Background: an optimization exercise with open tools, aiming at small area, a short achievable clock period and few clock cycles per item. Do not read the settings as production practice. In this exercise RTL edits were held to simulation tests only and were not proved equivalent to the original. Power and IR drop assume default switching activity.

===== flow/config.mk =====
export PLATFORM = sky130hd
export DESIGN_NAME = execute_divide
export DESIGN_NICKNAME = execute_divide
export VERILOG_FILES = /design/flow/design.v
export SDC_FILE = /design/flow/constraint.sdc
export NUM_CORES = 4
export LEC_CHECK = 0
export CAP_MARGIN = 20
export CORE_MARGIN = 2
export CORE_UTILIZATION = 40
export SLEW_MARGIN = 20

===== flow/constraint.sdc =====
create_clock -name core_clock -period 6.0 [get_ports {clk}]
set_input_delay 1.2000 -clock core_clock [delete_from_list [all_inputs] [get_ports {clk}]]
set_output_delay 1.2000 -clock core_clock [all_outputs]
set_load 0.01 [all_outputs]

===== flow/design.v =====
module execute_divide(
    input               clk,
    input               rst_n,
    input               exe_reset,
    input               exe_ready,
    input               exe_is_8bit,
    input               exe_operand_16bit,
    input               exe_operand_32bit,
    input       [6:0]   exe_cmd,
    input       [31:0]  eax,
    input       [31:0]  edx,
    input       [31:0]  src,
    output              div_busy,
    output              exe_div_exception,
    output      [31:0]  div_result_quotient,
    output      [31:0]  div_result_remainder
);
wire div_start;
wire div_working;
wire div_exception_min_int;
wire div_exception_zero;
reg div_overflow_waiting;
reg [5:0] div_counter;
reg       div_one_time;
wire [64:0] div_numer;
wire [32:0] div_denom;
wire [32:0] div_denom_neg;
wire [64:0] div_diff;
reg [63:0] div_dividend;
reg [63:0] div_divisor;
reg [32:0] div_quotient;
wire div_quotient_neg;
wire div_remainder_neg;
wire div_overflow_8bit;
wire div_overflow_16bit;
wire div_overflow_32bit;
wire div_overflow;
assign exe_div_exception = div_exception_zero || div_exception_min_int || div_overflow_waiting;
assign div_start  = ~(exe_div_exception) && ~(div_one_time) && div_counter == 6'd0 && (exe_cmd == 7'd43 || exe_cmd == 7'd42 || exe_cmd == 7'd32);
assign div_working= div_counter > 6'd1;
assign div_busy   = div_counter != 6'd0 || ~(div_one_time);
always @(posedge clk) begin
    if(rst_n == 1'b0)            div_one_time <= 1'b0;
    else if(exe_reset)           div_one_time <= 1'b0;
    else if(exe_ready)           div_one_time <= 1'b0;
    else if(div_counter > 6'd1)  div_one_time <= 1'b1;
end
assign div_exception_min_int = div_counter == 6'd0 && exe_cmd == 7'd43 && (
    (  exe_is_8bit  &&                                                   eax[15:0] == 16'h8000) ||
    ((~exe_is_8bit) && exe_operand_16bit && edx[15:0] == 16'h8000     && eax[15:0] == 16'h0000) ||
    ((~exe_is_8bit) && exe_operand_32bit && edx       == 32'h80000000 && eax       == 32'h00000000));
assign div_exception_zero = div_counter == 6'd0 && (exe_cmd == 7'd43 || exe_cmd == 7'd42 || exe_cmd == 7'd32) && (
    (exe_is_8bit        && src[7:0]  == 8'd0) ||
    (exe_operand_16bit  && src[15:0] == 16'd0) ||
    (exe_operand_32bit  && src       == 32'd0) );
always @(posedge clk) begin
    if(rst_n == 1'b0)                               div_overflow_waiting <= 1'b0;
    else if(exe_reset)                              div_overflow_waiting <= 1'b0;
    else if(div_counter == 6'd1 && div_overflow)    div_overflow_waiting <= 1'b1;
end
always @(posedge clk) begin
    if(rst_n == 1'b0)                       div_counter <= 6'd0;
    else if(exe_reset)                      div_counter <= 6'd0;
    else if(div_start && exe_is_8bit)       div_counter <= 6'd10;
    else if(div_start && exe_operand_16bit) div_counter <= 6'd18;
    else if(div_start && exe_operand_32bit) div_counter <= 6'd34;
    else if(div_counter != 6'd0)            div_counter <= div_counter - 6'd1;
end
assign div_numer =
    (exe_cmd == 7'd32)?  { 57'd0, eax[7:0] } :
    (exe_is_8bit)?          { {49{(exe_cmd == 7'd43) & eax[15]}}, eax[15:0] } :
    (exe_operand_16bit)?    { {33{(exe_cmd == 7'd43) & edx[15]}}, edx[15:0], eax[15:0] } :
                            {    ((exe_cmd == 7'd43) & edx[31]),  edx, eax };
assign div_denom =
    (exe_is_8bit)?          { {25{(exe_cmd == 7'd43) & src[7]}},  src[7:0] } :
    (exe_operand_16bit)?    { {17{(exe_cmd == 7'd43) & src[15]}}, src[15:0] } :
                            {    ((exe_cmd == 7'd43) & src[31]),  src };
assign div_denom_neg = -div_denom;
assign div_diff = div_dividend - div_divisor;
always @(posedge clk) begin
    if(rst_n == 1'b0)                               div_dividend <= 64'd0;
    else if(div_start && div_numer[64] == 1'b0)     div_dividend <=  div_numer[63:0];
    else if(div_start && div_numer[64] == 1'b1)     div_dividend <= -div_numer[63:0];
    else if(div_working && div_diff[64] == 1'b0)    div_dividend <= div_diff[63:0];
end
always @(posedge clk) begin
    if(rst_n == 1'b0)                                                   div_divisor <= 64'd0;
    else if(div_start && div_denom[32] == 1'b0 && exe_is_8bit)          div_divisor <= { 48'd0, div_denom    [7:0], 8'd0 };
    else if(div_start && div_denom[32] == 1'b1 && exe_is_8bit)          div_divisor <= { 48'd0, div_denom_neg[7:0], 8'd0 };
    else if(div_start && div_denom[32] == 1'b0 && exe_operand_16bit)    div_divisor <= { 32'd0, div_denom    [15:0],16'd0 };
    else if(div_start && div_denom[32] == 1'b1 && exe_operand_16bit)    div_divisor <= { 32'd0, div_denom_neg[15:0],16'd0 };
    else if(div_start && div_denom[32] == 1'b0 && exe_operand_32bit)    div_divisor <= {        div_denom    [31:0],32'd0 };
    else if(div_start && div_denom[32] == 1'b1 && exe_operand_32bit)    div_divisor <= {        div_denom_neg[31:0],32'd0 };
    else if(div_working)                                                div_divisor <= { 1'b0, div_divisor[63:1] };
end
always @(posedge clk) begin
    if(rst_n == 1'b0)                               div_quotient <= 33'd0;
    else if(div_start)                              div_quotient <= 33'd0;
    else if(div_working && div_diff[64] == 1'b0)    div_quotient <= { div_quotient[31:0], 1'b1 };
    else if(div_working && div_diff[64] == 1'b1)    div_quotient <= { div_quotient[31:0], 1'b0 };
end
assign div_quotient_neg   = div_numer[64] ^ div_denom[32];
assign div_remainder_neg  = div_numer[64];
assign div_overflow_8bit =
    (exe_cmd == 7'd43 && ( (~(div_quotient_neg) && div_quotient[8:7] != 2'b00) || (div_quotient_neg && div_quotient[8:0] > 9'h80) )) ||
    (exe_cmd != 7'd43 && div_quotient[8]);
assign div_overflow_16bit =
    (exe_cmd == 7'd43 && ( (~(div_quotient_neg) && div_quotient[16:15] != 2'b00) || (div_quotient_neg && div_quotient[16:0] > 17'h8000) )) ||
    (exe_cmd != 7'd43 && div_quotient[16]);
assign div_overflow_32bit =
    (exe_cmd == 7'd43 && ( (~(div_quotient_neg) && div_quotient[32:31] != 2'b00) || (div_quotient_neg && div_quotient[32:0] > 33'h80000000) )) ||
    (exe_cmd != 7'd43 && div_quotient[32]);
assign div_overflow = (exe_cmd == 7'd43 || exe_cmd == 7'd42) && (
    (exe_is_8bit       && div_overflow_8bit)  ||
    (exe_operand_16bit && div_overflow_16bit) ||
    (exe_operand_32bit && div_overflow_32bit));
assign div_result_quotient     = (div_quotient_neg)?   -div_quotient[31:0] : div_quotient[31:0];
assign div_result_remainder    = (div_remainder_neg)?  -div_dividend[31:0] : div_dividend[31:0];
wire _unused_ok = &{ 1'b0, div_denom_neg[32], 1'b0 };
endmodule

===== flow/run.sh =====
#!/bin/bash
# synth_recipe.tcl (not shown) runs the flow's synth.tcl, then flattens the netlist and writes it again
# the make line also repeats each setting of config.mk as NAME=value (left out here)
make -C /OpenROAD-flow-scripts/flow DESIGN_CONFIG=/design/flow/config.mk WORK_HOME=/design/flow/orfs CLKGATE_MAP_FILE= SYNTH_SCRIPT=/design/flow/synth_recipe.tcl finish

### Metal 1

The bar under the picture is 50 µm long.
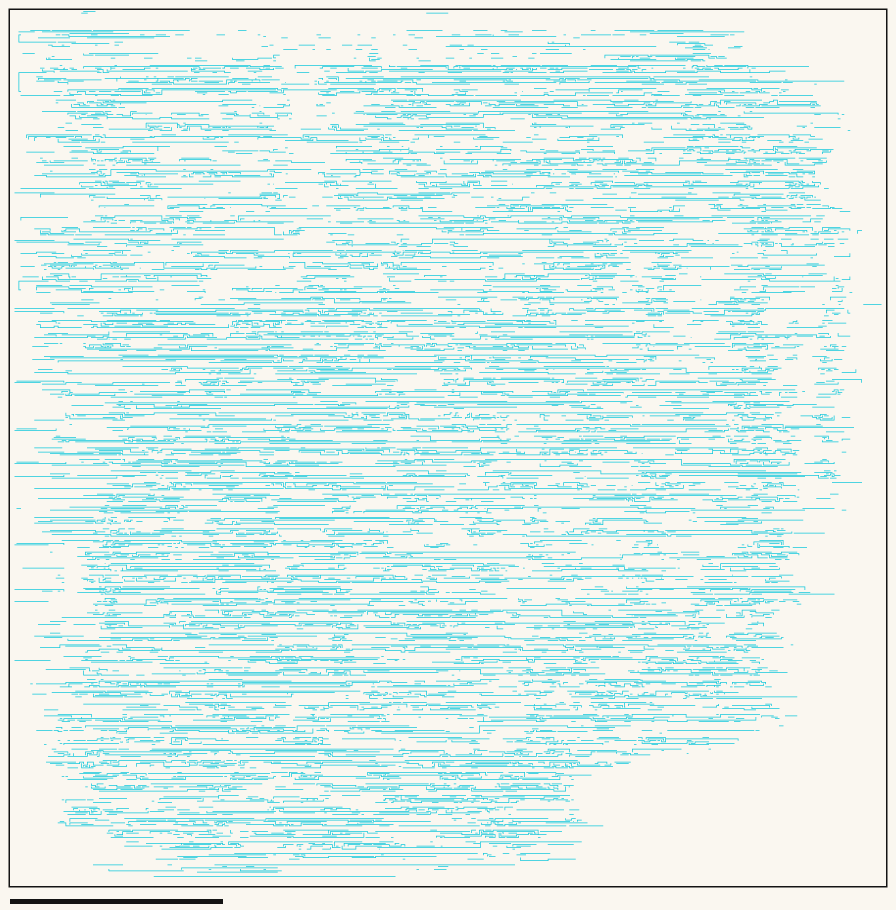
longest straight run: 70.4 µm
share of all routed wire: 45%
nets with wire on the layer: 2497
wire length on this layer: 30.1 mm

### Met2 routing

The bar under the picture is 50 µm long.
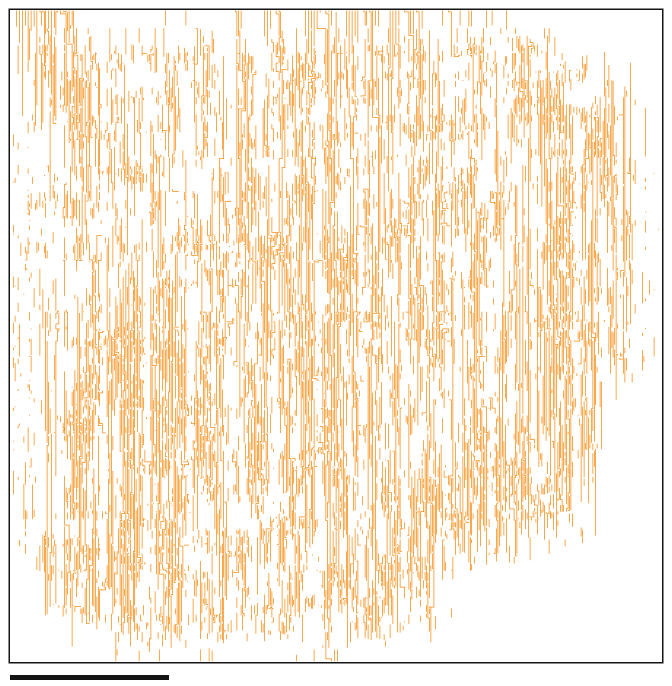
nets with wire on the layer: 2176
longest straight run: 95.9 µm
wire length on this layer: 29.0 mm
main direction: vertical

### M3 wires

The bar under the picture is 50 µm long.
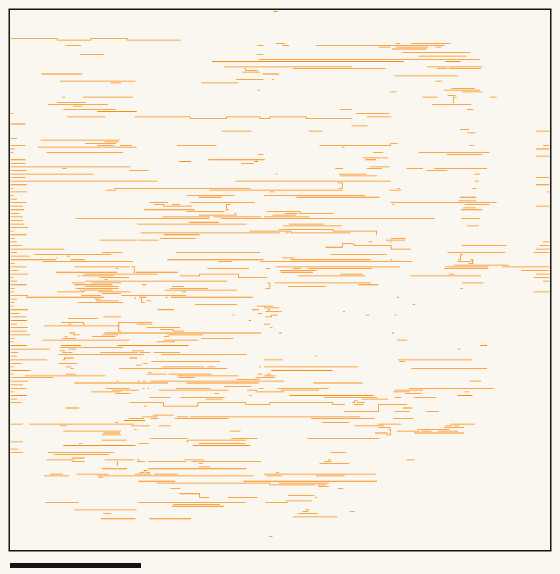
share of all routed wire: 9.8%
main direction: horizontal
longest straight run: 83.7 µm

### Met4 routing

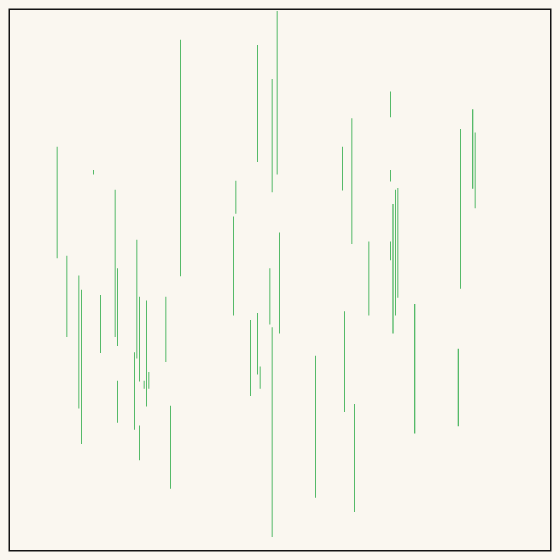
main direction: vertical
share of all routed wire: 2.4%
wire length on this layer: 1600 µm

### Routing congestion

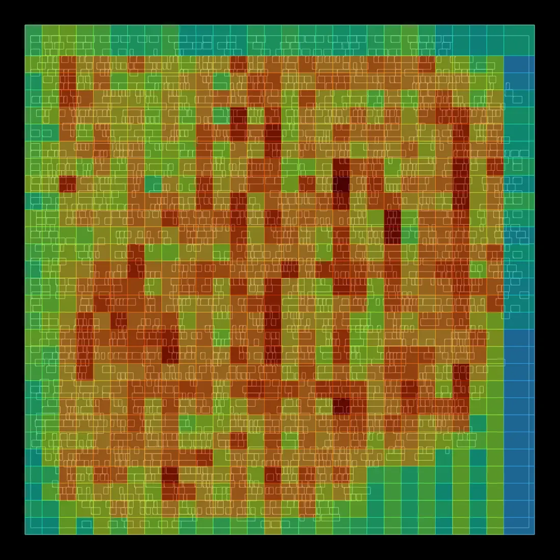
met3 Use GR: 0.0597
all-layer global routing usage: 0.315

-- worst max-delay path, delay by kind of cell --
family,cells,cell delay (ps)
AOI/OAI and AO/OA,2,540
and+or+nand+nor,3,810
buffers and inverters,2,1000
xor gates and xnor gates,2,770
-- Yosys cell counts, drive strengths merged, types with 6 or more instances --
cell    number
nand2      311
a21oi      268
nor2       256
o21ai      201
dfxtp      169
clkbuf     122
xnor2      107
inv         96
nor3        86
a211oi      79
ha          71
xor2        63
a21o        44
nand3       41
o31ai       36
mux2i       34
nor4        32
a31oi       31
o211ai      31
nand2b      29
buf         26
nand4       26
and2        21
or3         20
and3        18
o21bai      16
o21a        15
nor2b       14
o22ai       12
o41ai       11
nand3b       8
or4          8
mux2         7
nor4b        7
a221oi       6
a22oi        6
-- repair_timing --
item | CTS | global route
setup endpoints to repair | 0 | 10
gates resized for setup | 0 | 1
hold buffers | 0 | 0
-- worst paths after layout --
path              slack [ps]            start                       to
hold / removal           470   div_divisor[0]           div_divisor[0]
setup reg to reg        1370  div_dividend[0]         div_dividend[38]
hold reg to reg          470   div_divisor[0]           div_divisor[0]
setup / recovery         480       exe_cmd[6]  div_result_quotient[28]
-- cells by family after synthesis --
logic type               share of synthesized area
multiplexers                                0.0258
flip-flops                                   0.208
XOR/XNOR                                    0.0916
buffers and inverters                       0.0594
AO/OA/AOI/OAI                                0.310
AND/OR/NAND/NOR                              0.249
adder cells (fa/ha/maj)                     0.0559
-- stage by stage --
step	hold WS, ps	power [mW]
6_report	469	8.21
3_5_place_dp	461	6.95
3_3_place_gp	436	6.92
4_1_cts	469	8.13
2_1_floorplan	429	5.36
5_1_grt	497	8.79
-- layer usage --
layer  track usage  share of wire  vias up
li1              -              -     8807
met1         0.456           0.45     8747
met2         0.473           0.43     1023
met3        0.0597          0.098      103
met4        0.0822          0.024        4
met5             0        0.00040        -
-- power by group --
group / internal [mW] / switching, mW / total [mW] / leakage (nW)
Sequential: 1.26 / 0.121 / 1.38 / 1.37
Combinational: 2.09 / 3.60 / 5.69 / 5.49
Clock: 0.625 / 0.520 / 1.15 / 0.281
Total: 3.97 / 4.24 / 8.21 / 7.14
-- area by class of cell --
cell class / instances / area, µm²
multi-input cells: 1986 / 12000
flip-flops and latches: 169 / 3380
clock inverters: 12 / 140
well taps: 525 / 657
repair buffers: 224 / 2130
fillers: 4101 / 20800
diodes: 2 / 5.00
clock buffers: 18 / 439
inverters: 98 / 368
==> results.tsv <==
stage	metric	value	unit
clocking	Root Buffer Master	clkbuf_16	
synthesis	Mapped Nets	2583	
timing	Fin Setup TNS	0	ps
synthesis	largest area contributor in the netlist	dfxtp_1	
synthesis	top cell type's share of synthesized area	0.208	
timing	Slew @ Worst Pin	975	ps
synthesis	Mapped Cells	2401	
synthesis	Main synth FF type	dfxtp_1	
timing	Final Cycle Share	0.921	
worst_setup_path	CP arrival	4320	ps
worst_setup_path	Crit Path Class	in -> out	
hold_path	Hold Path Depth	2	
grt	pin count of the biggest net entering global routing	86	
floorplanning	Die W	206	µm
synthesis	synth top area cells	dfxtp_1, a21oi_1, nand2_1, o21ai_0, nor2_1	
synthesis	Syn Std Cell Area	16300	µm²
finish	Post-Layout Inst Area	19100	µm²
finish	biggest regs	div_dividend x64, div_divisor x64, div_quotient x33	
route	1st-iter DRT viols	1885	
route	post-route ant nets	0	
run	number of max-cap violations	0	
clocking	CTS tree	built	
timing	RSZ-0062 raised after global routing	false	
timing	Fmax achieved	181	MHz
finish	Layout Utilization	0.478	
clocking	clock slew at reported path FFs	70	ps
timing	final setup skew	11.5	ps
grt	GR Overflow Total	0	
synthesis	YS warnings	1	
route	Residual DRC	0	
run_status	outcome	timing/DRC/antenna clean	
floorplanning	die area	42300	µm²
place	number of cells after detailed placement	3002	
place	setup slack after placement	174	ps
finish	Area Growth Syn to Fin	17.5	%
place	Placed Area	18500	µm²
clocking	CTS Buf Count	17	
power	Leak	7.14	nW
synthesis	Post-synth EDFFs	0	
clocking	Max Buffers Root-to-Sink	2	
clocking	# H-tree levels	4	
place	detailed placer's ending HPWL	51600	µm
floorplanning	Initial Utilization	0.407	
worst_setup_path	crit-path cells	clkdlybuf4s50_1 -> nor4b_2 -> nand3_1 -> a2bb2oi_1 -> nand2b_2 -> xnor2_4 -> o21ai_0 -> xnor2_1 -> clkdlybuf4s50_1	
synthesis	sequential share of the synthesized area	0.208	
power	worst vdd ir	0.000502	V
worst_setup_path	Crit-path slowest cell	clkdlybuf4s50_1	
finish	Non-Filler Instances	3034	
timing	worst setup margin	475	ps
floorplanning	Die Y	206	µm
timing	Final min period	5520	ps
timing	final setup vio count	0	
floorplanning	CORE AREA	39900	µm²
worst_setup_path	Worst path most repeated cell	clkdlybuf4s50_1	
synthesis	Yosys reg bits	169	
floorplanning	Row Count	73	
timing	final hold violation count	0	
clocking	Worst-Skew Late Latency	460	ps
grt	vias in the first global route	16900	
clocking	setup bufs post-CTS	0	
worst_setup_path	CP startpoint kind	input port	
finish	share of cells above drive strength 1	0.0471	
clocking	Clock Sinks	169	
floorplanning	I/O pin cnt	176	
place	Port Buffers	175	
route	DRT Pass-1 Iters	7	
timing	Slew HR	0.349	
worst_setup_path	CP Capture Type	output port	
route	drt wl/cell	22.2	µm
worst_setup_path	Critical Path RT	4800	ps
route	final wirelength	67400	µm
worst_setup_path	reg2reg path depth	13	
hold_path	worst min path class	reg -> reg	
finish	most frequent cells in the layout	nand2_1, a21oi_1, nor2_1	
route	drt via density	6.16	
finish	fin nets	2678	
grt	initial antenna violation count	4	
power	pwr dens	430	nW/µm²
route	total number of vias	18700	
worst_setup_path	CP max FO	27	
worst_setup_path	max incr delay on CP	570	ps
grt	first-pass GRT wire length	102000	µm
synthesis	Post-Syn Area per Cell	6.77	µm²
finish	commonest non-fill, non-tap cell in the layout	nand2_1	
timing	Slew Limit Fails	0	
place	Placer Congestion	0.985	
synthesis	Async S/R FF share, synth	0	
synthesis	Synth cell types	80	
Testbench counts, summed over its fixed seeds: cycles 603,728, divisions 24,000.

afterwards: timing with drivers on the ports:
Ports are ideal in the flow. The routed layout listed here was re-timed in OpenROAD. Step 1 (the two cells are an assumption about what drives the block):
set clk [get_ports {clk}]
set_driving_cell -lib_cell sky130_fd_sc_hd__clkbuf_16 $clk
set_driving_cell -lib_cell sky130_fd_sc_hd__buf_2 [delete_from_list [all_inputs] $clk]
Step 2 also shifts input and output timing later by t, the mid clock arrival at the registers, as if the neighbouring blocks saw the same clock. Three values: no drivers, after step 1, after step 2; two values: the first two.
t (ns): 0.515
slack for setup (ns): 0.475 / 0.453 / 0.453
worst setup path after step 2: input to output
slew at the worst register clock pin (ns): 0.08 / 0.08
worst data-port slew with drivers (ns): 0.09
After both steps setup and hold are still met in this run. For this run, drivers alone change the setup slack by -0.022 ns; drivers and shift together by -0.022 ns.
